Background: an optimization exercise with open tools, aiming at small area. Do not read the settings as production practice.
The RTL was checked by simulation tests, not by an equivalence proof against the original design.

File: flow/config.mk
export PLATFORM = sky130hd
export DESIGN_NAME = PAC_MAN
export DESIGN_NICKNAME = PAC_MAN
export VERILOG_FILES = /design/flow/design.v
export SDC_FILE = /design/flow/constraint.sdc
export NUM_CORES = 4
export LEC_CHECK = 0
export CAP_MARGIN = 20
export CORE_MARGIN = 2
export CORE_UTILIZATION = 40
export PLACE_DENSITY = 0.6
export SLEW_MARGIN = 20
File: flow/constraint.sdc
create_clock -name core_clock -period 10.0 [get_ports {LCD_CLK}]
set_input_delay 2.0000 -clock core_clock [delete_from_list [all_inputs] [get_ports {LCD_CLK}]]
set_output_delay 2.0000 -clock core_clock [all_outputs]
set_load 0.01 [all_outputs]
File: flow/design.v
module PAC_MAN(LCD_CLK, RESETN, LCD_DATA, LCD_ENABLE,
       LCD_RW, LCD_RSTN, LCD_CS1, LCD_CS2, LCD_DI,push_0 ,push_1 ,push_4 ,push_7,HIT,point,GENERATOR,ran_data);
	input  LCD_CLK;
	input  RESETN;
	input[1:0] GENERATOR;
	input push_0,push_1,push_4 ,push_7,HIT;
	input [1:0]ran_data;
	output reg [7:0]  LCD_DATA;
	output LCD_ENABLE; 
	output reg LCD_RW;
	output LCD_RSTN;
	output LCD_CS1 ;
	output LCD_CS2 ;
	output reg LCD_DI;
	output reg [15:0]point;
	reg [7:0]  LCD_DATA_NEXT;
	reg LCD_RW_NEXT;
	reg LCD_DI_NEXT;
	reg LCD_CS1_NEXT, LCD_CS1_R;
	reg LCD_CS2_NEXT, LCD_CS2_R;
	reg [2:0]  STATE, STATE_NEXT;
	reg [2:0]  X_PAGE;
	reg [2:0]	X_PAGE_NEXT;
	reg [6:0]  Y, Y_NEXT;
	reg [2:0] IMAGE;
	reg [2:0] IMAGE_NEXT;
	reg [7:0] PATTERN;
	reg [4:0]  INDEX, INDEX_NEXT;
	reg [15:0] PAUSE_TIME, PAUSE_TIME_NEXT;
	reg START, START_NEXT;	
	reg NEW_PAGE, NEW_PAGE_NEXT;
	reg NEW_COL, NEW_COL_NEXT;
	reg [2:0] PAGE_COUNTER, PAGE_COUNTER_NEXT;
	reg [6:0] COL_COUNTER, COL_COUNTER_NEXT;
	reg ENABLE, ENABLE_NEXT;
	reg [6:0]tmp_Y;
	reg SET_R ,SET_L ;
	reg SET_R_NEXT,SET_L_NEXT ;
	reg[2:0] OLD_X;
	reg[2:0] OLD_X_NEXT ;
	reg DRAW_LINE_NEXT,DRAW_LINE;
	reg[15:0] point_next ;
	reg[3:0] counter ,counter_next;
	reg[2:0] NOTE_IMAGE0 ,NOTE_IMAGE1 , NOTE_IMAGE2 ;
	reg[2:0] NOTE_IMAGE3, NOTE_IMAGE4,NOTE_IMAGE5, NOTE_IMAGE6,NOTE_IMAGE7; 
	reg[2:0] NOTE_IMAGE0_NEXT ,NOTE_IMAGE1_NEXT  , NOTE_IMAGE2_NEXT  ;
	reg[2:0] NOTE_IMAGE3_NEXT , NOTE_IMAGE4_NEXT ,NOTE_IMAGE5_NEXT, NOTE_IMAGE6_NEXT,NOTE_IMAGE7_NEXT ;
	reg[2:0] NOTE_X0 ,NOTE_X1 , NOTE_X2 , NOTE_X3 , NOTE_X4 ,NOTE_X5 , NOTE_X6 ,NOTE_X7;
	reg[2:0] NOTE_X0_NEXT ,NOTE_X1_NEXT,NOTE_X2_NEXT,NOTE_X3_NEXT ,NOTE_X4_NEXT ,NOTE_X5_NEXT ,NOTE_X6_NEXT ,NOTE_X7_NEXT;
	reg[6:0] NOTE_Y0 ,NOTE_Y1 , NOTE_Y2 , NOTE_Y3 , NOTE_Y4 ,NOTE_Y5 , NOTE_Y6 ,NOTE_Y7;
	reg[6:0] NOTE_Y0_NEXT ,NOTE_Y1_NEXT , NOTE_Y2_NEXT , NOTE_Y3_NEXT , NOTE_Y4_NEXT ,NOTE_Y5_NEXT , NOTE_Y6_NEXT ,NOTE_Y7_NEXT;
	reg[2:0] tmp;
	reg[2:0] tmp_next;
	reg[1:0] I_valid;
	reg[1:0] I_valid_next;
	wire re_start ,con_one;
	reg NEW_GENERATOR0,
		NEW_GENERATOR1,
		NEW_GENERATOR2,
		NEW_GENERATOR3,
		NEW_GENERATOR4,
		NEW_GENERATOR5,
		NEW_GENERATOR6,
		NEW_GENERATOR7,
		NEW_GENERATOR0_NEXT,
		NEW_GENERATOR1_NEXT,
		NEW_GENERATOR2_NEXT,
		NEW_GENERATOR3_NEXT,
		NEW_GENERATOR4_NEXT,
		NEW_GENERATOR5_NEXT,
		NEW_GENERATOR6_NEXT,
		NEW_GENERATOR7_NEXT;
	parameter Init = 3'd0, Set_StartLine = 3'd1, Clear_Screen = 3'd2, Copy_Image = 3'd3, Pause = 3'd4 , 
		CD = 3'd5 , SET_image = 3'd6 ;
	parameter Delay = 16'hFFBF;
	assign LCD_ENABLE = ENABLE;  
	assign LCD_RSTN = RESETN;
	wire PAUSED_TO_THE_END;
	assign PAUSED_TO_THE_END = (PAUSE_TIME == 0) ? 1 : 0;	
	assign LCD_CS1 = LCD_CS1_R;
	assign LCD_CS2 = LCD_CS2_R;
	assign re_start = 1'b1;
	assign con_one = 2'b01;
	always@(posedge LCD_CLK or negedge RESETN) begin
		if (!RESETN) begin
			STATE    <= Init;
			LCD_CS1_R <= 1'b1;
			LCD_CS2_R <= 1'b1;
			PAUSE_TIME    <= Delay;
			X_PAGE   <= 0;
			Y  <= 0;
			INDEX 	<=  0;
			LCD_DI   <= 0;
			LCD_RW   <= 0;
			IMAGE    <= 6;
			START <= 0;
			NEW_PAGE <= 1'b0;
			NEW_COL <= 1'b0;
			COL_COUNTER <= 0;
			PAGE_COUNTER <= 0;
			ENABLE <= 1'b0;
			SET_R <= 0;
			SET_L <= 0;
			OLD_X <= 0;
			point <= 0;
			counter <= 0;
			tmp <= 0;
			I_valid <=  0;
			NOTE_X0 <= 0;
			NOTE_X1 <= 0;
			NOTE_X2 <= 0;
			NOTE_X3 <= 0;
			NOTE_X4 <= 0;
			NOTE_X5 <= 0;
			NOTE_X6 <= 0;
			NOTE_X7 <= 0;
			NOTE_Y0 <= 0;
			NOTE_Y1 <= 0;
			NOTE_Y2 <= 0;
			NOTE_Y3 <= 0;
			NOTE_Y4 <= 0;
			NOTE_Y5 <= 0;
			NOTE_Y6 <= 0;
			NOTE_Y7 <= 0;
			NEW_GENERATOR0 <= 0;
			NEW_GENERATOR1 <= 0;
			NEW_GENERATOR2 <= 0;
			NEW_GENERATOR3 <= 0;
			NEW_GENERATOR4 <= 0;
			NEW_GENERATOR5 <= 0;
			NEW_GENERATOR6 <= 0;
			NEW_GENERATOR7 <= 0;
			NOTE_IMAGE0 <= 6;
			NOTE_IMAGE1 <= 6;
			NOTE_IMAGE2 <= 6;
			NOTE_IMAGE3 <= 6;
			NOTE_IMAGE4 <= 6;
			NOTE_IMAGE5 <= 6;
			NOTE_IMAGE6 <= 6;
			NOTE_IMAGE7 <= 6;
		end else begin
			STATE    <= STATE_NEXT;
			LCD_CS1_R <= LCD_CS1_NEXT;
			LCD_CS2_R <= LCD_CS2_NEXT;
			PAUSE_TIME    <= PAUSE_TIME_NEXT;
			X_PAGE   <= X_PAGE_NEXT;
			Y  <= Y_NEXT;
			INDEX<= INDEX_NEXT;
			LCD_DI   <= LCD_DI_NEXT;
			LCD_RW   <= LCD_RW_NEXT;
			LCD_DATA <= LCD_DATA_NEXT;
			IMAGE <= IMAGE_NEXT;	
			START <= START_NEXT;	
			NEW_PAGE <= NEW_PAGE_NEXT;
			NEW_COL <= NEW_COL_NEXT;
			COL_COUNTER <= COL_COUNTER_NEXT;
			PAGE_COUNTER <= PAGE_COUNTER_NEXT;
			ENABLE <= ENABLE_NEXT;
			SET_R <= SET_R_NEXT;
			SET_L <= SET_L_NEXT;
			OLD_X <= OLD_X_NEXT;
			DRAW_LINE <= DRAW_LINE_NEXT;
			point <= point_next;
			counter <= counter_next;
			tmp <= tmp_next;
			I_valid <= I_valid_next;
			NOTE_X0 <= NOTE_X0_NEXT;
			NOTE_X1 <= NOTE_X1_NEXT;
			NOTE_X2 <= NOTE_X2_NEXT;
			NOTE_X3 <= NOTE_X3_NEXT;
			NOTE_X4 <= NOTE_X4_NEXT;
			NOTE_X5 <= NOTE_X5_NEXT;
			NOTE_X6 <= NOTE_X6_NEXT;
			NOTE_X7 <= NOTE_X7_NEXT;
			NOTE_Y0 <= NOTE_Y0_NEXT;
			NOTE_Y1 <= NOTE_Y1_NEXT;
			NOTE_Y2 <= NOTE_Y2_NEXT;
			NOTE_Y3 <= NOTE_Y3_NEXT;
			NOTE_Y4 <= NOTE_Y4_NEXT;
			NOTE_Y5 <= NOTE_Y5_NEXT;
			NOTE_Y6 <= NOTE_Y6_NEXT;
			NOTE_Y7 <= NOTE_Y7_NEXT;
			NEW_GENERATOR0 <= NEW_GENERATOR0_NEXT;
			NEW_GENERATOR1 <= NEW_GENERATOR1_NEXT;
			NEW_GENERATOR2 <= NEW_GENERATOR2_NEXT;
			NEW_GENERATOR3 <= NEW_GENERATOR3_NEXT;
			NEW_GENERATOR4 <= NEW_GENERATOR4_NEXT;
			NEW_GENERATOR5 <= NEW_GENERATOR5_NEXT;
			NEW_GENERATOR6 <= NEW_GENERATOR6_NEXT;
			NEW_GENERATOR7 <= NEW_GENERATOR7_NEXT;
			NOTE_IMAGE0 <= NOTE_IMAGE0_NEXT;
			NOTE_IMAGE1 <= NOTE_IMAGE1_NEXT;
			NOTE_IMAGE2 <= NOTE_IMAGE2_NEXT;
			NOTE_IMAGE3 <= NOTE_IMAGE3_NEXT;
			NOTE_IMAGE4 <= NOTE_IMAGE4_NEXT;
			NOTE_IMAGE5 <= NOTE_IMAGE5_NEXT;
			NOTE_IMAGE6 <= NOTE_IMAGE6_NEXT;
			NOTE_IMAGE7 <= NOTE_IMAGE7_NEXT;
		end
	end
	always @(*) begin
		STATE_NEXT  = STATE;
		PAUSE_TIME_NEXT = PAUSE_TIME;
		X_PAGE_NEXT = X_PAGE;
		Y_NEXT = Y;
		INDEX_NEXT = INDEX;
		LCD_DI_NEXT = LCD_DI;
		LCD_RW_NEXT = LCD_RW;
		LCD_DATA_NEXT = LCD_DATA;	
		LCD_CS1_NEXT = LCD_CS1_R;
		LCD_CS2_NEXT = LCD_CS2_R;
		IMAGE_NEXT = IMAGE;
		COL_COUNTER_NEXT = COL_COUNTER; 
		PAGE_COUNTER_NEXT = PAGE_COUNTER;
		START_NEXT =	1'b0;	
		NEW_PAGE_NEXT = 1'b0;
		NEW_COL_NEXT = 1'b0;	
		ENABLE_NEXT = 1'b0;
		SET_R_NEXT = 0;
		SET_L_NEXT = 0;
		OLD_X_NEXT = OLD_X;
		point_next = point;
		DRAW_LINE_NEXT = DRAW_LINE;
		counter_next = counter;
		tmp_next = tmp;
		I_valid_next = I_valid;
		tmp_Y = 7'd0;
		NOTE_X0_NEXT = NOTE_X0;
		NOTE_Y0_NEXT = NOTE_Y0;
		NOTE_IMAGE0_NEXT = NOTE_IMAGE0;
		NEW_GENERATOR0_NEXT = NEW_GENERATOR0;
		NOTE_X1_NEXT = NOTE_X1;
		NOTE_Y1_NEXT = NOTE_Y1;
		NOTE_IMAGE1_NEXT = NOTE_IMAGE1;
		NEW_GENERATOR1_NEXT = NEW_GENERATOR1;
		NOTE_X2_NEXT = NOTE_X2;
		NOTE_Y2_NEXT = NOTE_Y2;
		NOTE_IMAGE2_NEXT = NOTE_IMAGE2;
		NEW_GENERATOR2_NEXT = NEW_GENERATOR2;
		NOTE_X3_NEXT = NOTE_X3;
		NOTE_Y3_NEXT = NOTE_Y3;
		NOTE_IMAGE3_NEXT = NOTE_IMAGE3;
		NEW_GENERATOR3_NEXT = NEW_GENERATOR3;
		NOTE_X4_NEXT = NOTE_X4;
		NOTE_Y4_NEXT = NOTE_Y4;
		NOTE_IMAGE4_NEXT = NOTE_IMAGE4;
		NEW_GENERATOR4_NEXT = NEW_GENERATOR4;
		NOTE_X5_NEXT = NOTE_X5;
		NOTE_Y5_NEXT = NOTE_Y5;
		NOTE_IMAGE5_NEXT = NOTE_IMAGE5;
		NEW_GENERATOR5_NEXT = NEW_GENERATOR5;
		NOTE_X6_NEXT = NOTE_X6;
		NOTE_Y6_NEXT = NOTE_Y6;
		NOTE_IMAGE6_NEXT = NOTE_IMAGE6;
		NEW_GENERATOR6_NEXT = NEW_GENERATOR6;
		NOTE_X7_NEXT = NOTE_X7;
		NOTE_Y7_NEXT = NOTE_Y7;
		NOTE_IMAGE7_NEXT = NOTE_IMAGE7;
		NEW_GENERATOR7_NEXT = NEW_GENERATOR7;
		case(STATE)
			Init: begin   
				STATE_NEXT =  Set_StartLine;
				LCD_CS1_NEXT = 1;
				LCD_CS2_NEXT = 1;
				LCD_DI_NEXT = 1'b0;
				LCD_RW_NEXT = 1'b0;
				LCD_DATA_NEXT = 8'b0011111_1;
				ENABLE_NEXT = 1'b1;
				OLD_X_NEXT = 0;
				I_valid_next = I_valid;
				NOTE_X0_NEXT = NOTE_X0;
				NOTE_X1_NEXT = NOTE_X1 ;
				NOTE_X2_NEXT = NOTE_X2 ;
				NOTE_X3_NEXT = NOTE_X3 ;
				NOTE_X4_NEXT = NOTE_X4 ;
				NOTE_X5_NEXT = NOTE_X5 ;
				NOTE_X6_NEXT = NOTE_X6 ;
				NOTE_X7_NEXT = NOTE_X7 ;
				NOTE_Y0_NEXT = NOTE_Y0 ;
				NOTE_Y1_NEXT = NOTE_Y1 ;
				NOTE_Y2_NEXT = NOTE_Y2 ;
				NOTE_Y3_NEXT = NOTE_Y3 ;
				NOTE_Y4_NEXT = NOTE_Y4 ;
				NOTE_Y5_NEXT = NOTE_Y5 ;
				NOTE_Y6_NEXT = NOTE_Y6 ;
				NOTE_Y7_NEXT = NOTE_Y7 ;
				NEW_GENERATOR0_NEXT = NEW_GENERATOR0 ;
				NEW_GENERATOR1_NEXT = NEW_GENERATOR1 ;
				NEW_GENERATOR2_NEXT = NEW_GENERATOR2 ;
				NEW_GENERATOR3_NEXT = NEW_GENERATOR3 ;
				NEW_GENERATOR4_NEXT = NEW_GENERATOR4 ;
				NEW_GENERATOR5_NEXT = NEW_GENERATOR5 ;
				NEW_GENERATOR6_NEXT = NEW_GENERATOR6 ;
				NEW_GENERATOR7_NEXT = NEW_GENERATOR7 ;
				NOTE_IMAGE0_NEXT = NOTE_IMAGE0 ;
				NOTE_IMAGE1_NEXT = NOTE_IMAGE1 ;
				NOTE_IMAGE2_NEXT = NOTE_IMAGE2 ;
				NOTE_IMAGE3_NEXT = NOTE_IMAGE3 ;
				NOTE_IMAGE4_NEXT = NOTE_IMAGE4 ;
				NOTE_IMAGE5_NEXT = NOTE_IMAGE5 ;
				NOTE_IMAGE6_NEXT = NOTE_IMAGE6 ;
				NOTE_IMAGE7_NEXT = NOTE_IMAGE7 ;
				NOTE_IMAGE7_NEXT = NOTE_IMAGE7 ;
			end
			Set_StartLine: begin  
				STATE_NEXT = Clear_Screen;
				LCD_DI_NEXT = 1'b0;
				LCD_RW_NEXT = 1'b0;
				LCD_DATA_NEXT = 8'b11_000000;  
				ENABLE_NEXT = 1'b1;
				START_NEXT = 1'b1;
			end
			Clear_Screen: begin
				if (START) begin
					LCD_CS1_NEXT = 1;
					LCD_CS2_NEXT = 1;
					NEW_PAGE_NEXT = 1'b1;
					PAGE_COUNTER_NEXT = 0;
					COL_COUNTER_NEXT = 0;
					X_PAGE_NEXT = 0;  
					Y_NEXT = 0;  
				end else	
				if (NEW_PAGE) begin
					if(X_PAGE == 7)begin
						DRAW_LINE_NEXT = 1;
					end
					else DRAW_LINE_NEXT = 0;
					LCD_DI_NEXT = 1'b0;
					LCD_RW_NEXT = 1'd0;
					LCD_DATA_NEXT = {5'b10111, X_PAGE};
					ENABLE_NEXT = 1'b1;
					NEW_COL_NEXT = 1'b1;
				end else if (NEW_COL) begin 
					LCD_DI_NEXT    = 1'b0;
					LCD_RW_NEXT    = 1'd0;
					LCD_DATA_NEXT  = 8'b01_000000;  
					ENABLE_NEXT = 1'b1;
				end else if (COL_COUNTER < 64) begin
					if(DRAW_LINE ==  1)begin
						LCD_DI_NEXT = 1'b1;
						LCD_RW_NEXT = 1'b0;
						LCD_DATA_NEXT = 8'h08;
						ENABLE_NEXT = 1'b1;
						COL_COUNTER_NEXT = COL_COUNTER + 1;
					end
					else begin
						LCD_DI_NEXT    = 1'b1;
						LCD_RW_NEXT    = 1'd0;
						LCD_DATA_NEXT  = 8'b00000000;
						ENABLE_NEXT = 1'b1;
						COL_COUNTER_NEXT = COL_COUNTER + 1;
					end
				end else begin
							if (PAGE_COUNTER == 7) begin  
								STATE_NEXT = SET_image;
							end else begin
								X_PAGE_NEXT  = X_PAGE + 1;
								NEW_PAGE_NEXT = 1'b1;
								PAGE_COUNTER_NEXT = PAGE_COUNTER + 1;
								COL_COUNTER_NEXT = 0;
							end
				end
			end						
			Copy_Image: begin  
				if (START) begin
					if(I_valid == 3)begin
							if(push_0)begin
								if(Y[6:5] ==  0 ) begin	
									if(point_next > 9) point_next=0;
									else point_next = point + 1;
								end					
							end else if(push_1)begin
								if(Y[6:5] ==  1 ) begin	
									if(point_next > 9) point_next=0;
									else point_next = point + 1;
								end
							end else if(push_4)begin
								if(Y[6:5] ==  2  )begin	
									if(point_next > 9) point_next=0;
									else point_next = point + 1;
								end
							end else if(push_7)begin
								if(Y[6:5] ==  3  ) begin	
									if(point_next > 9) point_next=0;
									else point_next = point + 1;
								end								
							end else point_next = point;
					end
					if(I_valid == 0)begin
						X_PAGE_NEXT = 0;
						Y_NEXT = 0 ;
						IMAGE_NEXT = 6;
						STATE_NEXT = SET_image;
					end 
					else begin
						NEW_PAGE_NEXT = 1'b1;
						PAGE_COUNTER_NEXT = 0;
						COL_COUNTER_NEXT = 0;
					end 
				end else if (NEW_PAGE) begin
					tmp_Y = Y+COL_COUNTER;
						if(tmp_Y > 63)begin
							LCD_CS1_NEXT = 0;
							LCD_CS2_NEXT = 1;
						end
						else begin
							LCD_CS1_NEXT = 1;
							LCD_CS2_NEXT = 0;
						end
						LCD_DI_NEXT = 1'b0;
						LCD_RW_NEXT = 1'b0;
						LCD_DATA_NEXT = {5'b10111, X_PAGE}; 
						ENABLE_NEXT = 1'b1;
						NEW_COL_NEXT = 1'b1;
				end else if (NEW_COL) begin
					tmp_Y = Y+COL_COUNTER;
					if(tmp_Y > 63)begin
						LCD_CS1_NEXT = 0;
						LCD_CS2_NEXT = 1;
						LCD_DI_NEXT = 1'b0;
						LCD_RW_NEXT = 1'b0;
						LCD_DATA_NEXT = {2'b01,tmp_Y[5:0]};
						ENABLE_NEXT = 1'b1;
						SET_R_NEXT = 1;
					end
					else begin
						LCD_CS1_NEXT = 1;
						LCD_CS2_NEXT = 0;
						LCD_DI_NEXT = 1'b0;
						LCD_RW_NEXT = 1'b0;
						if(Y > 63) begin
							LCD_DATA_NEXT = {2'b01,tmp_Y[5:0]};
						end
						else LCD_DATA_NEXT = {2'b01,Y[5:0]};
						ENABLE_NEXT = 1'b1;
						SET_L_NEXT = 1;
					end					
				end else if (COL_COUNTER < 16) begin  
					tmp_Y = Y+COL_COUNTER;
					if(tmp_Y > 63)begin
						LCD_CS1_NEXT = 0;
						LCD_CS2_NEXT = 1;
						if(SET_R == 0 && tmp_Y == 64)begin 
							NEW_PAGE_NEXT = 1;						
						end
					end
					else begin
						LCD_CS1_NEXT = 1;
						LCD_CS2_NEXT = 0;
						if(SET_L == 0 && tmp_Y == 0)begin 
							NEW_PAGE_NEXT = 1;								
						end					
					end
					if(NEW_PAGE_NEXT ==0) begin
							LCD_DI_NEXT = 1'b1;
							LCD_RW_NEXT = 1'b0;
							LCD_DATA_NEXT = PATTERN;
							ENABLE_NEXT = 1'b1;
							INDEX_NEXT = INDEX + 1;
							COL_COUNTER_NEXT = COL_COUNTER + 1;
					end
				end else begin 
					if (PAGE_COUNTER == 1) begin  
						STATE_NEXT = SET_image;
					end else begin
						X_PAGE_NEXT = X_PAGE + 1;		
						NEW_PAGE_NEXT = 1'b1;
						PAGE_COUNTER_NEXT = PAGE_COUNTER + 1;
						COL_COUNTER_NEXT = 0;
					end
				end				
			end
			Pause: begin
				if (PAUSED_TO_THE_END) begin
					STATE_NEXT = Clear_Screen;
					START_NEXT = 1'b1;
				end 
				else STATE_NEXT = Pause;
				PAUSE_TIME_NEXT = PAUSE_TIME - 1; 
			end
			CD:begin
						case(tmp)
							3'd0:begin
								if(GENERATOR == 1)begin
									NOTE_X0_NEXT = 0;
									NOTE_Y0_NEXT  = {ran_data , 5'b00101 };
									NOTE_IMAGE0_NEXT = {0,ran_data};
									tmp_next = tmp +1;
									NEW_GENERATOR0_NEXT =1;
								end
								else if(GENERATOR == 2)begin
									NOTE_X0_NEXT = 0;
									NOTE_Y0_NEXT  = {ran_data , 5'b00101 };
									NOTE_IMAGE0_NEXT = {0,ran_data};
									NEW_GENERATOR0_NEXT =1;
									NOTE_X1_NEXT = 0 ;
									NOTE_Y1_NEXT  = {ran_data , 5'b00101 };
									NOTE_IMAGE1_NEXT = {0,ran_data};
									tmp_next = tmp +2;
									NEW_GENERATOR1_NEXT =1;
								end
								else if(GENERATOR == 3)begin
									NOTE_X0_NEXT = 0;
									NOTE_Y0_NEXT  ={ran_data , 5'b00101 };
									NOTE_IMAGE0_NEXT = {0,ran_data};
									NEW_GENERATOR0_NEXT =1;
									NOTE_X1_NEXT = 0 ;
									NOTE_Y1_NEXT  = {ran_data , 5'b00101 };
									NOTE_IMAGE1_NEXT = {0,ran_data};
									NEW_GENERATOR1_NEXT =1;
									NOTE_X2_NEXT = 0 ;
									NOTE_Y2_NEXT  = {ran_data , 5'b00101 };
									NOTE_IMAGE2_NEXT = {0,ran_data};
									tmp_next = tmp +3;
									NEW_GENERATOR2_NEXT =1;
								end
								else begin
									NEW_GENERATOR0_NEXT =0;
								end
							end
							3'd1:begin
								if(GENERATOR == 1)begin
									NOTE_X1_NEXT = 0;
									NOTE_Y1_NEXT  = {ran_data , 5'b00101 };
									NOTE_IMAGE1_NEXT = {0,ran_data};
									tmp_next = tmp +1;
									NEW_GENERATOR1_NEXT =1;
								end
								else if(GENERATOR == 2)begin
									NOTE_X1_NEXT = 0 ;
									NOTE_Y1_NEXT  = {ran_data , 5'b00101 };
									NOTE_IMAGE1_NEXT = {0,ran_data};
									NEW_GENERATOR1_NEXT =1;
									NOTE_X2_NEXT = 0 ;
									NOTE_Y2_NEXT  = {ran_data , 5'b00101 };
									NOTE_IMAGE2_NEXT = {0,ran_data};
									tmp_next = tmp +2;
									NEW_GENERATOR2_NEXT =1;
								end
								else if(GENERATOR == 3)begin
									NOTE_X1_NEXT = 0;
									NOTE_Y1_NEXT  = {ran_data , 5'b00101 };
									NOTE_IMAGE1_NEXT = {0,ran_data};
									NEW_GENERATOR1_NEXT =1;
									NOTE_X2_NEXT = 0;
									NOTE_Y2_NEXT  = {ran_data , 5'b00101 };
									NOTE_IMAGE2_NEXT = {0,ran_data};
									NEW_GENERATOR2_NEXT =1;
									NOTE_X3_NEXT = 0 ;
									NOTE_Y3_NEXT  = {ran_data , 5'b00101 };
									NOTE_IMAGE3_NEXT = {0,ran_data};
									tmp_next = tmp +3;
									NEW_GENERATOR3_NEXT =1;
								end
								else begin
									NEW_GENERATOR1_NEXT =0;
								end
							end
							3'd2:begin
								if(GENERATOR == 1)begin
									NOTE_X2_NEXT = 0 ;
									NOTE_Y2_NEXT  = {ran_data , 5'b00101 };
									NOTE_IMAGE2_NEXT = {0,ran_data};
									tmp_next = tmp +1;
									NEW_GENERATOR2_NEXT =1;
								end
								else if(GENERATOR == 2)begin
									NOTE_X2_NEXT = 0 ;
									NOTE_Y2_NEXT  = {ran_data , 5'b00101 };
									NOTE_IMAGE2_NEXT = {0,ran_data};
									NEW_GENERATOR2_NEXT =1;			
									NOTE_X3_NEXT = 0 ;
									NOTE_Y3_NEXT  = {ran_data , 5'b00101 };
									NOTE_IMAGE3_NEXT = {0,ran_data};
									tmp_next = tmp +2;
									NEW_GENERATOR3_NEXT =1;
								end
								else if(GENERATOR == 3)begin
									NOTE_X2_NEXT = 0;
									NOTE_Y2_NEXT  = {ran_data , 5'b00101 };
									NOTE_IMAGE2_NEXT = {0,ran_data};
									NEW_GENERATOR2_NEXT =1;
									NOTE_X3_NEXT = 0 ;
									NOTE_Y3_NEXT  = {ran_data , 5'b00101 };
									NOTE_IMAGE3_NEXT = {0,ran_data};
									NEW_GENERATOR3_NEXT =1;			
									NOTE_X4_NEXT = 0 ;
									NOTE_Y4_NEXT  = {ran_data , 5'b00101 };
									NOTE_IMAGE4_NEXT = {0,ran_data};
									tmp_next = tmp +3;
									NEW_GENERATOR4_NEXT =1;
								end
								else begin
									NEW_GENERATOR2_NEXT =0;
								end
							end
							3'd3:begin
								if(GENERATOR == 1)begin
									NOTE_X3_NEXT = 0 ;
									NOTE_Y3_NEXT  = {ran_data , 5'b00101 };
									NOTE_IMAGE3_NEXT = {0,ran_data};
									tmp_next = tmp +1;
									NEW_GENERATOR3_NEXT =1;
								end
								else if(GENERATOR == 2)begin
									NOTE_X3_NEXT = 0 ;
									NOTE_Y3_NEXT  = {ran_data , 5'b00101 };
									NOTE_IMAGE3_NEXT = {0,ran_data};
									NEW_GENERATOR3_NEXT =1;
									NOTE_X4_NEXT = 0 ;
									NOTE_Y4_NEXT  = {ran_data , 5'b00101 };
									NOTE_IMAGE4_NEXT = {0,ran_data};
									tmp_next = tmp +2;
									NEW_GENERATOR4_NEXT =1;
								end
								else if(GENERATOR == 3)begin
									NOTE_X3_NEXT = 0;
									NOTE_Y3_NEXT  = {ran_data , 5'b00101 };
									NOTE_IMAGE3_NEXT = {0,ran_data};
									NEW_GENERATOR3_NEXT =1;
									NOTE_X4_NEXT = 0 ;
									NOTE_Y4_NEXT  = {ran_data , 5'b00101 };
									NOTE_IMAGE4_NEXT = {0,ran_data};
									NEW_GENERATOR4_NEXT =1;
									NOTE_X5_NEXT = 0 ;
									NOTE_Y5_NEXT  = {ran_data , 5'b00101 };
									NOTE_IMAGE5_NEXT = {0,ran_data};
									tmp_next = tmp +3;
									NEW_GENERATOR5_NEXT =1;
								end
								else begin
									NEW_GENERATOR3_NEXT =0;
								end
							end
							3'd4:begin
								if(GENERATOR == 1)begin
									NOTE_X4_NEXT = 0 ;
									NOTE_Y4_NEXT  = {ran_data , 5'b00101 };
									NOTE_IMAGE4_NEXT = {0,ran_data};
									tmp_next = tmp +1;
									NEW_GENERATOR4_NEXT =1;
								end
								else if(GENERATOR == 2)begin
									NOTE_X4_NEXT = 0 ;
									NOTE_Y4_NEXT  = {ran_data , 5'b00101 };
									NOTE_IMAGE4_NEXT = {0,ran_data};
									NEW_GENERATOR4_NEXT =1;
									NOTE_X5_NEXT = 0 ;
									NOTE_Y5_NEXT  = {ran_data , 5'b00101 };
									NOTE_IMAGE5_NEXT = {0,ran_data};
									tmp_next = tmp +2;
									NEW_GENERATOR5_NEXT =1;
								end
								else if(GENERATOR == 3)begin
									NOTE_X4_NEXT = 0;
									NOTE_Y4_NEXT  = {ran_data , 5'b00101 };
									NOTE_IMAGE4_NEXT = {0,ran_data};
									NEW_GENERATOR4_NEXT=1;
									NOTE_X5_NEXT = 0 ;
									NOTE_Y5_NEXT  = {ran_data , 5'b00101 };
									NOTE_IMAGE5_NEXT = {0,ran_data};
									NEW_GENERATOR5_NEXT =1;
									NOTE_X6_NEXT = 0 ;
									NOTE_Y6_NEXT  = {ran_data , 5'b00101 };
									NOTE_IMAGE6_NEXT = {0,ran_data};
									tmp_next = tmp +3;
									NEW_GENERATOR6_NEXT =1;
								end
								else begin
									NEW_GENERATOR4_NEXT =0;
								end
							end
							3'd5:begin
								if(GENERATOR == 1)begin
									NOTE_X5_NEXT = 0 ;
									NOTE_Y5_NEXT  = {ran_data , 5'b00101 };
									NOTE_IMAGE5_NEXT = {0,ran_data};
									tmp_next = tmp +1;
									NEW_GENERATOR5_NEXT =1;
								end
								else if(GENERATOR == 2)begin
									NOTE_X5_NEXT = 0 ;
									NOTE_Y5_NEXT  = {ran_data , 5'b00101 };
									NOTE_IMAGE5_NEXT = {0,ran_data};
									NEW_GENERATOR5_NEXT=1;
									NOTE_X6_NEXT = 0 ;
									NOTE_Y6_NEXT  = {ran_data , 5'b00101 };
									NOTE_IMAGE6_NEXT = {0,ran_data};
									tmp_next = tmp +2;
									NEW_GENERATOR6_NEXT =1;
								end
								else if(GENERATOR == 3)begin
									NOTE_X5_NEXT = 0;
									NOTE_Y5_NEXT  = {ran_data , 5'b00101 };
									NOTE_IMAGE5_NEXT = {0,ran_data};
									NEW_GENERATOR5_NEXT =1;
									NOTE_X6_NEXT = 0 ;
									NOTE_Y6_NEXT  = {ran_data , 5'b00101 };
									NOTE_IMAGE6_NEXT = {0,ran_data};
									NEW_GENERATOR6_NEXT =1;
									NOTE_X7_NEXT = 0 ;
									NOTE_Y7_NEXT  = {ran_data , 5'b00101 };
									NOTE_IMAGE7_NEXT = {0,ran_data};
									tmp_next = tmp +3;
									NEW_GENERATOR7_NEXT =1;
								end
								else begin
									NEW_GENERATOR5_NEXT =0;
								end
							end
							3'd6:begin
								if(GENERATOR == 1)begin
									NOTE_X6_NEXT = 0 ;
									NOTE_Y6_NEXT  = {ran_data , 5'b00101 };
									NOTE_IMAGE6_NEXT = {0,ran_data};
									tmp_next = tmp +1;
									NEW_GENERATOR6_NEXT =1;
								end
								else if(GENERATOR == 2)begin
									NOTE_X6_NEXT = 0 ;
									NOTE_Y6_NEXT  = {ran_data , 5'b00101 };
									NOTE_IMAGE6_NEXT = {0,ran_data};
									NEW_GENERATOR6_NEXT =1;
									NOTE_X7_NEXT = 0 ;
									NOTE_Y7_NEXT  = {ran_data , 5'b00101 };
									NOTE_IMAGE7_NEXT = {0,ran_data};
									tmp_next = tmp +2;
									NEW_GENERATOR7_NEXT =1;
								end
								else if(GENERATOR == 3)begin
									NOTE_X6_NEXT = 0;
									NOTE_Y6_NEXT  = {ran_data , 5'b00101 };
									NOTE_IMAGE6_NEXT = {0,ran_data};
									NEW_GENERATOR6_NEXT =1;
									NOTE_X7_NEXT = 0 ;
									NOTE_Y7_NEXT  = {ran_data , 5'b00101 };
									NOTE_IMAGE7_NEXT = {0,ran_data};
									NEW_GENERATOR7_NEXT =1;
									NOTE_X0_NEXT = 0 ;
									NOTE_Y0_NEXT  = {ran_data , 5'b00101 };
									NOTE_IMAGE0_NEXT = {0,ran_data};
									tmp_next = tmp +3;
									NEW_GENERATOR0_NEXT =1;
								end
								else begin
									NEW_GENERATOR6_NEXT =0;
								end
							end
							3'd7:begin
								if(GENERATOR == 1)begin
									NOTE_X7_NEXT = 0 ;
									NOTE_Y7_NEXT  = {ran_data , 5'b00101 };
									NOTE_IMAGE7_NEXT = {0,ran_data};
									tmp_next = tmp +1;
									NEW_GENERATOR7_NEXT =1;
								end
								else if(GENERATOR == 2)begin
									NOTE_X7_NEXT = 0 ;
									NOTE_Y7_NEXT  = {ran_data , 5'b00101 };
									NOTE_IMAGE7_NEXT = {0,ran_data};
									NEW_GENERATOR7_NEXT =1;
									NOTE_X0_NEXT = 0 ;
									NOTE_Y0_NEXT  = {ran_data , 5'b00101 };
									NOTE_IMAGE0_NEXT = {0,ran_data};
									tmp_next = tmp +2;
									NEW_GENERATOR0_NEXT =1;
								end
								else if(GENERATOR == 3)begin
									NOTE_X7_NEXT = 0;
									NOTE_Y7_NEXT  = {ran_data , 5'b00101 };
									NOTE_IMAGE7_NEXT = {0,ran_data};
									NEW_GENERATOR7_NEXT =1;
									NOTE_X0_NEXT = 0 ;
									NOTE_Y0_NEXT  = {ran_data , 5'b00101 };
									NOTE_IMAGE0_NEXT = {0,ran_data};
									NEW_GENERATOR0_NEXT =1;
									NOTE_X1_NEXT = 0 ;
									NOTE_Y1_NEXT  = {ran_data , 5'b00101 };
									NOTE_IMAGE1_NEXT  = {0,ran_data};
									tmp_next = tmp +3;
									NEW_GENERATOR1_NEXT =1;
								end
								else begin
									NEW_GENERATOR7_NEXT =0;
								end
							end
						endcase
					STATE_NEXT =  Pause;
					PAUSE_TIME_NEXT = Delay;
			end
			SET_image: begin
			if(counter > 7 )begin
				X_PAGE_NEXT = 0;
				Y_NEXT = 0 ;
				IMAGE_NEXT = 6;
				STATE_NEXT = CD;
				counter_next = 0;
				I_valid_next = 0;
			end
			else begin
				case(counter) 
							4'd0:begin
								if(NEW_GENERATOR0 == 1)begin  
									X_PAGE_NEXT = NOTE_X0;
									Y_NEXT = NOTE_Y0 ;
									IMAGE_NEXT = NOTE_IMAGE0;
									NOTE_X0_NEXT =2;
									NOTE_IMAGE0_NEXT = NOTE_IMAGE0;
									I_valid_next = con_one;
									NEW_GENERATOR0_NEXT = 0;
								end
								else begin
									if(NOTE_IMAGE0 == 6)begin
										X_PAGE_NEXT = 0;
										Y_NEXT = NOTE_Y0 ;
										IMAGE_NEXT = 6 ;
										NOTE_X0_NEXT = 0;
										NOTE_IMAGE0_NEXT = 6;
										I_valid_next = 0;
									end
									else begin
										X_PAGE_NEXT = NOTE_X0;
										Y_NEXT = NOTE_Y0 ;
										IMAGE_NEXT = NOTE_IMAGE0;
										if(NOTE_X0 == 6 )begin   
											NOTE_X0_NEXT = 0;
											NOTE_IMAGE0_NEXT = 6;
											I_valid_next = 3;
										end
										else if(NOTE_X0 == 4)begin 
											NOTE_X0_NEXT = 6;
											NOTE_IMAGE0_NEXT = NOTE_IMAGE0;
											I_valid_next = con_one;
										end
										else begin
											NOTE_X0_NEXT = 4;
											NOTE_IMAGE0_NEXT = NOTE_IMAGE0;
											I_valid_next = con_one;
										end	
									end
								end
							end
							4'd1:begin
								if(NEW_GENERATOR1 == 1)begin  
									X_PAGE_NEXT = NOTE_X1;
									Y_NEXT = NOTE_Y1 ;
									IMAGE_NEXT = NOTE_IMAGE1;
									NOTE_X1_NEXT = 2;
									NOTE_IMAGE1_NEXT = NOTE_IMAGE1;
									I_valid_next = con_one;
									NEW_GENERATOR1_NEXT = 0;				
								end
								else begin
									if(NOTE_IMAGE1 == 6)begin  
										X_PAGE_NEXT = 0;
										Y_NEXT = NOTE_Y1 ;
										IMAGE_NEXT = 6 ;
										NOTE_X1_NEXT = 0;
										NOTE_IMAGE1_NEXT = 6;
										I_valid_next = 0;
									end
									else begin
										X_PAGE_NEXT = NOTE_X1;
											Y_NEXT = NOTE_Y1 ;
											IMAGE_NEXT =  NOTE_IMAGE1 ;
										if(NOTE_X1 == 6 )begin  
											NOTE_X1_NEXT = 0;
											NOTE_IMAGE1_NEXT = 6;
											I_valid_next = 3;
										end
										else if(NOTE_X1 == 4 ) begin
											NOTE_X1_NEXT = 6;
											NOTE_IMAGE1_NEXT = NOTE_IMAGE1;
											I_valid_next = con_one;
										end	
										else begin
											NOTE_X1_NEXT = 4;
											NOTE_IMAGE1_NEXT = NOTE_IMAGE1;
											I_valid_next = con_one;
										end	
									end
								end
							end
							4'd2:begin
								if(NEW_GENERATOR2 == 1)begin  
									X_PAGE_NEXT = NOTE_X2;
									Y_NEXT = NOTE_Y2 ;
									IMAGE_NEXT = NOTE_IMAGE2;
									NOTE_X2_NEXT = 2;
									NOTE_IMAGE2_NEXT = NOTE_IMAGE2;
									I_valid_next = con_one;
									NEW_GENERATOR2_NEXT = 0;	
								end
								else begin
									if(NOTE_IMAGE2 == 6)begin
										X_PAGE_NEXT = 0;
										Y_NEXT = NOTE_Y2 ;
										IMAGE_NEXT = 6 ;
										NOTE_X2_NEXT = 0;
										NOTE_IMAGE2_NEXT = 6;
										I_valid_next = 0;
									end
									else begin
										X_PAGE_NEXT = NOTE_X2;
											Y_NEXT = NOTE_Y2 ;
											IMAGE_NEXT = NOTE_IMAGE2 ;
										if(NOTE_X2 == 6 )begin   
											NOTE_X2_NEXT = 0;
											NOTE_IMAGE2_NEXT = 6;
											I_valid_next = 3;
										end
										else if(NOTE_X2 == 4 )begin
											NOTE_X2_NEXT = 6;
											NOTE_IMAGE2_NEXT = NOTE_IMAGE2;
											I_valid_next = con_one;
										end	
										else begin
											NOTE_X2_NEXT = 4;
											NOTE_IMAGE2_NEXT = NOTE_IMAGE2;
											I_valid_next = con_one;
										end	
									end
								end
							end
							4'd3:begin
								if(NEW_GENERATOR3 == 1)begin  
									X_PAGE_NEXT = NOTE_X3;
									Y_NEXT = NOTE_Y3 ;
									IMAGE_NEXT = NOTE_IMAGE3;
									NOTE_X3_NEXT = 2 ;
									NOTE_IMAGE3_NEXT = NOTE_IMAGE3;
									I_valid_next = con_one;
									NEW_GENERATOR3_NEXT = 0;
								end
								else begin
									if(NOTE_IMAGE3 == 6)begin
										X_PAGE_NEXT = 0;
										Y_NEXT = NOTE_Y3 ;
										IMAGE_NEXT = 6 ;
										NOTE_X3_NEXT = 0;
										NOTE_IMAGE3_NEXT = 6;
										I_valid_next = 0;
									end
									else begin
										X_PAGE_NEXT = NOTE_X3;
											Y_NEXT = NOTE_Y3 ;
											IMAGE_NEXT = NOTE_IMAGE3 ;
										if(NOTE_X3 == 6 )begin   
											NOTE_X3_NEXT =  NOTE_X3 +2;
											NOTE_IMAGE3_NEXT = 6;
											I_valid_next = 3;
										end
										else if(NOTE_X3 == 4)begin
											NOTE_X3_NEXT = 6;
											NOTE_IMAGE3_NEXT = NOTE_IMAGE3;
											I_valid_next =con_one;
										end	
										else begin
											NOTE_X3_NEXT = 4;
											NOTE_IMAGE3_NEXT = NOTE_IMAGE3;
											I_valid_next = con_one;
										end	
									end
								end
							end
							4'd4:begin
								if(NEW_GENERATOR4 == 1)begin  
									X_PAGE_NEXT = NOTE_X4;
									Y_NEXT = NOTE_Y4 ;
									IMAGE_NEXT = NOTE_IMAGE4;
									NOTE_X4_NEXT = 2 ;
									NOTE_IMAGE4_NEXT = NOTE_IMAGE4;
									I_valid_next = con_one;
									NEW_GENERATOR4_NEXT = 0;
								end
								else begin
									if(NOTE_IMAGE4 == 6)begin 
										X_PAGE_NEXT = 0;
										Y_NEXT = NOTE_Y4 ;
										IMAGE_NEXT = 6 ;
										NOTE_X4_NEXT = 0;
										NOTE_IMAGE4_NEXT = 6;
										I_valid_next = 0;
									end
									else begin
									X_PAGE_NEXT = NOTE_X4;
											Y_NEXT = NOTE_Y4 ;
											IMAGE_NEXT = NOTE_IMAGE4 ;
										if(NOTE_X4 == 6 )begin   
											NOTE_X4_NEXT = 0;
											NOTE_IMAGE4_NEXT = 6;
											I_valid_next = 3;
										end
										else if(NOTE_X4 == 4 )begin
											NOTE_X4_NEXT = 6;
											NOTE_IMAGE4_NEXT = NOTE_IMAGE4;
											I_valid_next = con_one;
										end
										else begin
											NOTE_X4_NEXT = 4;
											NOTE_IMAGE4_NEXT = NOTE_IMAGE4;
											I_valid_next = con_one;
										end	
									end
								end
							end
							4'd5:begin
								if(NEW_GENERATOR5 == 1)begin  
									X_PAGE_NEXT = NOTE_X5;
									Y_NEXT = NOTE_Y5 ;
									IMAGE_NEXT = NOTE_IMAGE5;
									NOTE_X5_NEXT = 2;
									NOTE_IMAGE5_NEXT = NOTE_IMAGE5;
									I_valid_next = con_one;
									NEW_GENERATOR5_NEXT = 0;
								end
								else begin
									if(NOTE_IMAGE5 == 6)begin 
										X_PAGE_NEXT = 0;
										Y_NEXT = NOTE_Y5 ;
										IMAGE_NEXT = 6 ;
										NOTE_X5_NEXT = 0;
										NOTE_IMAGE5_NEXT = 6;
										I_valid_next = 0;
									end
									else begin
									X_PAGE_NEXT = NOTE_X5;
											Y_NEXT = NOTE_Y5 ;
											IMAGE_NEXT = NOTE_IMAGE5 ;
										if(NOTE_X5 == 6 )begin   
											NOTE_X5_NEXT = 0;
											NOTE_IMAGE5_NEXT = 6;
											I_valid_next = 3;
										end
										else if(NOTE_X5 == 4 )begin
											NOTE_X5_NEXT = 6;
											NOTE_IMAGE5_NEXT = NOTE_IMAGE5;
											I_valid_next =con_one;
										end
										else begin
											NOTE_X5_NEXT = 4;
											NOTE_IMAGE5_NEXT = NOTE_IMAGE5;
											I_valid_next = con_one;
										end	
									end
								end
							end
							4'd6:begin
								if(NEW_GENERATOR6 == 1)begin  
									X_PAGE_NEXT = NOTE_X6;
									Y_NEXT = NOTE_Y6;
									IMAGE_NEXT = NOTE_IMAGE6;
									NOTE_X6_NEXT = 2;
									NOTE_IMAGE6_NEXT = NOTE_IMAGE6;
									I_valid_next = con_one;
									NEW_GENERATOR6_NEXT = 0;	
								end
								else begin
									if(NOTE_IMAGE6 == 6)begin
										X_PAGE_NEXT = 0;
										Y_NEXT = NOTE_Y6 ;
										IMAGE_NEXT = 6 ;
										NOTE_X6_NEXT = 0;
										NOTE_IMAGE6_NEXT = 6;
										I_valid_next = 0;
									end
									else begin
										X_PAGE_NEXT = NOTE_X6;
											Y_NEXT = NOTE_Y6 ;
											IMAGE_NEXT = NOTE_IMAGE6 ;
										if(NOTE_X6 == 6 )begin   
											NOTE_X6_NEXT = 0 ;
											NOTE_IMAGE6_NEXT = 6;
											I_valid_next = 3;
										end
										else if(NOTE_X6 == 4 )begin
											NOTE_X6_NEXT = 6;
											NOTE_IMAGE6_NEXT = NOTE_IMAGE6;
											I_valid_next = con_one;
										end	
										else begin
											NOTE_X6_NEXT =4;
											NOTE_IMAGE6_NEXT = NOTE_IMAGE6;
											I_valid_next = con_one;
										end	
									end
								end
							end
							4'd7:begin
								if(NEW_GENERATOR7 == 1)begin  
									X_PAGE_NEXT = NOTE_X7;
									Y_NEXT = NOTE_Y7 ;
									IMAGE_NEXT = NOTE_IMAGE7;
									NOTE_X7_NEXT = 2 ;
									NOTE_IMAGE7_NEXT = NOTE_IMAGE7;
									I_valid_next = con_one;
									NEW_GENERATOR7_NEXT = 0;
								end
								else begin
									if(NOTE_IMAGE7 == 6)begin
										X_PAGE_NEXT = 0;
										Y_NEXT = NOTE_Y7 ;
										IMAGE_NEXT = 6 ;
										NOTE_X7_NEXT = 0;
										NOTE_IMAGE7_NEXT = 6;
										I_valid_next = 0;
									end
									else begin
									X_PAGE_NEXT = NOTE_X7;
											Y_NEXT = NOTE_Y7 ;
											IMAGE_NEXT = NOTE_IMAGE7 ;
										if(NOTE_X7 == 6 )begin   
											NOTE_X7_NEXT = 0;
											NOTE_IMAGE7_NEXT = 6;
											I_valid_next = 3;
										end
										else if(NOTE_X7 == 4 )begin
											NOTE_X7_NEXT = 6;
											NOTE_IMAGE7_NEXT = NOTE_IMAGE7;
											I_valid_next = con_one;
										end	
										else begin
											NOTE_X7_NEXT = 4;
											NOTE_IMAGE7_NEXT = NOTE_IMAGE7;
											I_valid_next = con_one;
										end	
									end
								end
							end
							default:begin
								X_PAGE_NEXT = 0;
								Y_NEXT = 0 ;
								IMAGE_NEXT = 6;
								I_valid_next = 0;
							end
						endcase
						counter_next = counter +1;
						STATE_NEXT = Copy_Image;
						START_NEXT = re_start;
					end
			end
			default: STATE_NEXT = Init;
		endcase
    end
  always @(*)begin
	case (IMAGE)
		3'b000:	 
			case (INDEX)
			  8'h00  :  PATTERN = 8'h00;  
			  8'h01  :  PATTERN = 8'h00;
			  8'h02  :  PATTERN = 8'h00;
			  8'h03  :  PATTERN = 8'h00;
			  8'h04  :  PATTERN = 8'h00;
			  8'h05  :  PATTERN = 8'h00;
			  8'h06  :  PATTERN = 8'h00;
			  8'h07  :  PATTERN = 8'h00;    
			  8'h08  :  PATTERN = 8'h00; 
			  8'h09  :  PATTERN = 8'hFE;
			  8'h0A  :  PATTERN = 8'h36;
			  8'h0B  :  PATTERN = 8'h24;
			  8'h0C  :  PATTERN = 8'h48;
			  8'h0D  :  PATTERN = 8'h90;
			  8'h0E  :  PATTERN = 8'hA0;
			  8'h0F  :  PATTERN = 8'h00;
			  8'h10  :  PATTERN = 8'h00;  
			  8'h11  :  PATTERN = 8'h38;
			  8'h12  :  PATTERN = 8'h7C;
			  8'h13  :  PATTERN = 8'h7C;
			  8'h14  :  PATTERN = 8'h7C;
			  8'h15  :  PATTERN = 8'h7C;
			  8'h16  :  PATTERN = 8'h7C;
			  8'h17  :  PATTERN = 8'h7C;  
			  8'h18  :  PATTERN = 8'h7C; 
			  8'h19  :  PATTERN = 8'h3F;
			  8'h1A  :  PATTERN = 8'h00;
			  8'h1B  :  PATTERN = 8'h00;
			  8'h1C  :  PATTERN = 8'h00;
			  8'h1D  :  PATTERN = 8'h00;
			  8'h1E  :  PATTERN = 8'h09;
			  8'h1F  :  PATTERN = 8'h00; 			  
			endcase
		3'b001:	 
			case (INDEX)
			  8'h00  :  PATTERN = 8'h00;  
			  8'h01  :  PATTERN = 8'h38;
			  8'h02  :  PATTERN = 8'h60;
			  8'h03  :  PATTERN = 8'hF0;
			  8'h04  :  PATTERN = 8'hF8;
			  8'h05  :  PATTERN = 8'hF8;
			  8'h06  :  PATTERN = 8'hD4;
			  8'h07  :  PATTERN = 8'h94;  
			  8'h08  :  PATTERN = 8'h9C; 
			  8'h09  :  PATTERN = 8'h94;
			  8'h0A  :  PATTERN = 8'hD4;
			  8'h0B  :  PATTERN = 8'hFC;
			  8'h0C  :  PATTERN = 8'hF8;
			  8'h0D  :  PATTERN = 8'hF0;
			  8'h0E  :  PATTERN = 8'h60;
			  8'h0F  :  PATTERN = 8'h00;
			  8'h10  :  PATTERN = 8'h00;  
			  8'h11  :  PATTERN = 8'h00;
			  8'h12  :  PATTERN = 8'h00;
			  8'h13  :  PATTERN = 8'h00;
			  8'h14  :  PATTERN = 8'h01;
			  8'h15  :  PATTERN = 8'h0F;
			  8'h16  :  PATTERN = 8'h3F;
			  8'h17  :  PATTERN = 8'h7F;  
			  8'h18  :  PATTERN = 8'h3F; 
			  8'h19  :  PATTERN = 8'h7F;
			  8'h1A  :  PATTERN = 8'h1F;
			  8'h1B  :  PATTERN = 8'h0F;
			  8'h1C  :  PATTERN = 8'h03;
			  8'h1D  :  PATTERN = 8'h06;
			  8'h1E  :  PATTERN = 8'h78;
			  8'h1F  :  PATTERN = 8'h00; 			  
			endcase 
		3'b010:	 
			case (INDEX)
			  8'h00  :  PATTERN = 8'h00;  
			  8'h01  :  PATTERN = 8'hE0;
			  8'h02  :  PATTERN = 8'hF8;
			  8'h03  :  PATTERN = 8'hFC;
			  8'h04  :  PATTERN = 8'hFC;
			  8'h05  :  PATTERN = 8'hFE;
			  8'h06  :  PATTERN = 8'hFE;
			  8'h07  :  PATTERN = 8'hFE;  
			  8'h08  :  PATTERN = 8'h76; 
			  8'h09  :  PATTERN = 8'h62; 
			  8'h0A  :  PATTERN = 8'h76; 
			  8'h0B  :  PATTERN = 8'h7C;
			  8'h0C  :  PATTERN = 8'h3C;
			  8'h0D  :  PATTERN = 8'h38;
			  8'h0E  :  PATTERN = 8'h20;
			  8'h0F  :  PATTERN = 8'h00;
			  8'h10  :  PATTERN = 8'h00;  
			  8'h11  :  PATTERN = 8'h03;
			  8'h12  :  PATTERN = 8'h0F;
			  8'h13  :  PATTERN = 8'h1F;
			  8'h14  :  PATTERN = 8'h1F;
			  8'h15  :  PATTERN = 8'h3F;
			  8'h16  :  PATTERN = 8'h3F;
			  8'h17  :  PATTERN = 8'h3F;  
			  8'h18  :  PATTERN = 8'h3F; 
			  8'h19  :  PATTERN = 8'h3F;
			  8'h1A  :  PATTERN = 8'h3F;
			  8'h1B  :  PATTERN = 8'h1F;
			  8'h1C  :  PATTERN = 8'h1E;
			  8'h1D  :  PATTERN = 8'h0E;
			  8'h1E  :  PATTERN = 8'h02;
			  8'h1F  :  PATTERN = 8'h00; 			  
			endcase 
		3'b011:	 
			case (INDEX)
			  8'h00  :  PATTERN = 8'h00;  
			  8'h01  :  PATTERN = 8'h00;
			  8'h02  :  PATTERN = 8'h00;
			  8'h03  :  PATTERN = 8'h00;
			  8'h04  :  PATTERN = 8'h00;
			  8'h05  :  PATTERN = 8'h00;
			  8'h06  :  PATTERN = 8'h00;
			  8'h07  :  PATTERN = 8'h00;    
			  8'h08  :  PATTERN = 8'h00; 
			  8'h09  :  PATTERN = 8'hFE;
			  8'h0A  :  PATTERN = 8'h36;
			  8'h0B  :  PATTERN = 8'h24;
			  8'h0C  :  PATTERN = 8'h48;
			  8'h0D  :  PATTERN = 8'h90;
			  8'h0E  :  PATTERN = 8'hA0;
			  8'h0F  :  PATTERN = 8'h00;
			  8'h10  :  PATTERN = 8'h00;  
			  8'h11  :  PATTERN = 8'h38;
			  8'h12  :  PATTERN = 8'h7C;
			  8'h13  :  PATTERN = 8'h7C;
			  8'h14  :  PATTERN = 8'h7C;
			  8'h15  :  PATTERN = 8'h7C;
			  8'h16  :  PATTERN = 8'h7C;
			  8'h17  :  PATTERN = 8'h7C;  
			  8'h18  :  PATTERN = 8'h7C; 
			  8'h19  :  PATTERN = 8'h3F;
			  8'h1A  :  PATTERN = 8'h00;
			  8'h1B  :  PATTERN = 8'h00;
			  8'h1C  :  PATTERN = 8'h00;
			  8'h1D  :  PATTERN = 8'h00;
			  8'h1E  :  PATTERN = 8'h09;
			  8'h1F  :  PATTERN = 8'h00; 			  
			endcase
		default:	
			case (INDEX)
			  default  :  PATTERN = 8'h00;  
			endcase
	endcase	
  end
endmodule 
File: flow/run.sh
#!/bin/bash
# synth_recipe.tcl (not shown) runs the flow's synth.tcl, then flattens the netlist and writes it again
# the make line also repeats each setting of config.mk as NAME=value (left out here)
make -C /OpenROAD-flow-scripts/flow DESIGN_CONFIG=/design/flow/config.mk WORK_HOME=/design/flow/orfs CLKGATE_MAP_FILE= SYNTH_SCRIPT=/design/flow/synth_recipe.tcl finish
==> flow_metrics.tcl <==
set metrics [dict create \
    crit_fanout 69 \
    clk_pin_slew_ns 0.06 \
    cts_setup_buffers 0 \
    power_frac_seq_pct 43.6 \
    synth_area_leaders "dfrtp_1, dfstp_2, a21oi_1" \
    start_kind "input port" \
    post_drt_wl_per_cell_um 21.0 \
    crit_path_end_kind "primary output" \
    switching_share_pct 22.3 \
    busiest_layer "met2" \
    slew_headroom_pct 29.1 \
    setup_slack_ns 4.87 \
    synth_area_per_cell_um2 8.55 \
    dieArea_um2 35300 \
    drt-initial-drc-count 1277 \
    die_w_um 188 \
    synth_mux_area_share_pct 2.48 \
    dr.pass1.iters 6 \
    root_buffer "clkbuf_16" \
    power_density_nw_per_um2 127 \
    synth_flop_cell "dfrtp_1" \
    instances_no_fill 2022 \
    ys_ff_latch 202 \
    grt_max_degree 73 \
    p_clk_share_pct 52.5 \
    synthTopCellsByCount "dfrtp_1, a21oi_1, nor2_1" \
    comb_power_mw 0.0758 \
    ant_nets 0 \
    diodes 0 \
    finalHoldViolations 0 \
    final_area_um2 15100 \
    wl_met2_mm 19.1 \
    yosys.area_share.simple_pct 21.4 \
    seq_area_um2 5140 \
    cts.path.max_buffers 3 \
    routabilityCongestion 0.933 \
    setup_viol 0 \
    drive_gt1_share_pct 10.1 \
    nets 1609 \
    rsz0062_at_grt "no" \
    wirelength_mm 42.4 \
    wl_met1_mm 18.9 \
    placed_cells 1977 \
    cp_top_family "buffers and inverters" \
    vias 12500 \
    grt_usage_pct 23.7 \
    status "no timing/DRC/antenna violations" \
    hpwl_mm 29.5 \
    synth_top_area_cell "dfrtp_1" \
]
[worst reg2reg max path: stages (launching register included)]
cell and delay (ns):
dfrtp_1 0.49, inv_1 0.19, ha_1 0.41, mux2i_1 0.67
nand2_1 0.14, a2111oi_2 0.72, nand2b_1 0.56, a21oi_1 0.43
o21ai_0 0.12
[worst paths after layout]
path / slack [ns] / cells past startpoint / start / to
worst min-delay path: 0.47 / 1 / NOTE_Y2[0] / NOTE_Y2[0]
worst max-delay path: 4.87 / 2 / RESETN / LCD_RSTN
min in group asynchronous: 1.49 / 1 / RESETN / INDEX[0]
max in group asynchronous: 6.41 / 3 / RESETN / NOTE_Y0[1]
worst min register to register: 0.47 / 1 / NOTE_Y2[0] / NOTE_Y2[0]
worst max register to register: 6.13 / 8 / tmp[1] / NOTE_X2[2]
[registers in the layout (all words and copies together) (netlist names), 4 cells and up]
name	cells
PAUSE_TIME	16
point	16
LCD_DATA	8
COL_COUNTER	7
NOTE_Y0	7
NOTE_Y1	7
NOTE_Y2	7
NOTE_Y3	7
NOTE_Y4	7
NOTE_Y5	7
NOTE_Y6	7
NOTE_Y7	7
Y	7
INDEX	5
counter	4
[placed cells by master, fill, tap and decap left out, types with 9 or more instances in the layout]
cell	Yosys	final
nor2_1	125	125
o31ai_1	10	10
nor4_1	10	9
or2_2	12	12
and2_1	32	32
mux2_2	20	20
a21o_1	11	11
and3b_1	9	9
o2111ai_1	10	10
inv_1	51	51
a22o_1	28	28
o21a_1	30	30
mux2i_1	11	11
or3_1	11	11
nand4_1	16	16
and3_1	11	11
o211ai_1	16	16
xnor2_1	12	12
nor2b_1	32	32
a31oi_1	17	17
o21ai_0	116	116
buf_4	2	23
o22ai_1	14	14
edfxtp_1	9	9
dfstp_2	35	35
a21oi_1	136	136
nand3_1	36	36
a211oi_1	15	15
nand2_1	123	123
a22oi_1	47	47
clkdlybuf4s50_1	0	36
a221oi_1	15	15
ha_1	41	41
nor3_1	43	43
nor3b_1	17	15
nand2b_1	37	37
dfrtp_1	158	158
clkbuf_16	0	25
nand3b_1	16	16
[final cells by class]
type | count | area share (%)
multi-input combinational | 1212 | 51.3
clock inverter | 9 | 1.14
clock buffer | 36 | 4.87
sequential | 202 | 34.0
inverter | 54 | 1.34
timing repair buffer | 61 | 3.65
tap | 448 | 3.70
Figure 1. Routed clock nets over the placement.
The bar under the picture is 50 µm long.
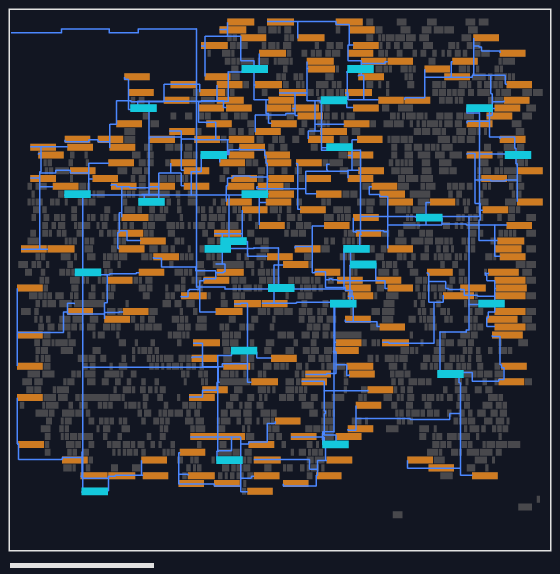
[blue] clock wires | length: 3,220 µm
[cyan] cells driving clock nets | count: 25
[orange] flip-flops | count: 202
routed clock nets: 26
flops lie: spread over the die
Clock Skew: 0.0199 ns
clock latency on the worst-skew pair: 0.53 ns

Figure 2. Cells colored by class.
The bar under the picture is 50 µm long.
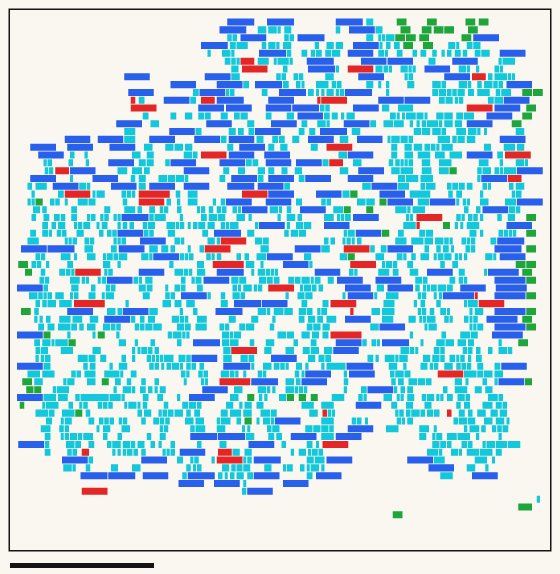
[green] other buffers and delay cells | cells: 61 | share of their area: 3.8%
[blue] flip-flops | cells: 202 | share of their area: 35%
[red] clock drivers and dummy loads | cells: 45 | share of their area: 6.2%
[cyan] all other logic | cells: 1,266 | share of their area: 55%
Core ar.: 33,400 µm²
sequential share of cell area: 34.0%

Figure 3. Placed standard cells.
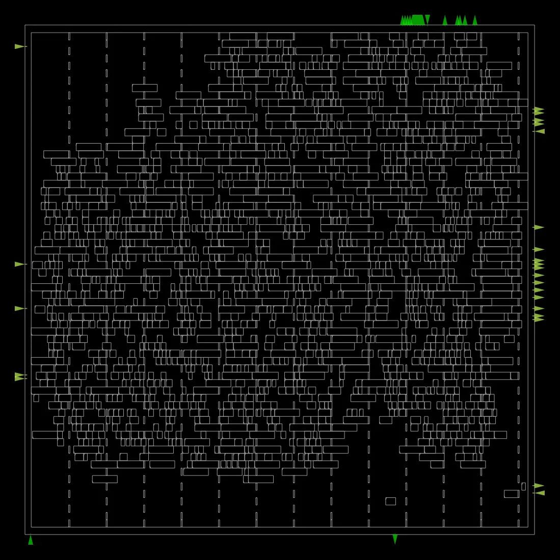
n_taps: 448
Fill cells: 3,345

[afterwards: timing with drivers on the ports]
Ports are ideal in the flow. The routed layout listed here was re-timed in OpenROAD.
Step 1: set_driving_cell puts a clkbuf_16 on LCD_CLK and a buf_2 on each other input, an assumption about the parent block.
Step 2 adds t to the input delays and takes it off the output delays; t is the mean of the earliest and latest rising clock arrival at the registers after step 1. Input paths then give back, and output paths get back, about the clock's delay inside the block.
a / b / c = no drivers / after step 1 / after step 2; a / b = the first two.
t, ns: 0.575
setup slack, ns: 4.865 / 4.827 / 4.575
hold WS [ns]: 0.467 / 0.467 / 0.467
worst register clock-pin slew, ns: 0.06 / 0.06
After both steps this run still meets setup and hold. For this run, drivers alone change the setup slack by -0.038 ns; drivers and shift together by -0.290 ns.
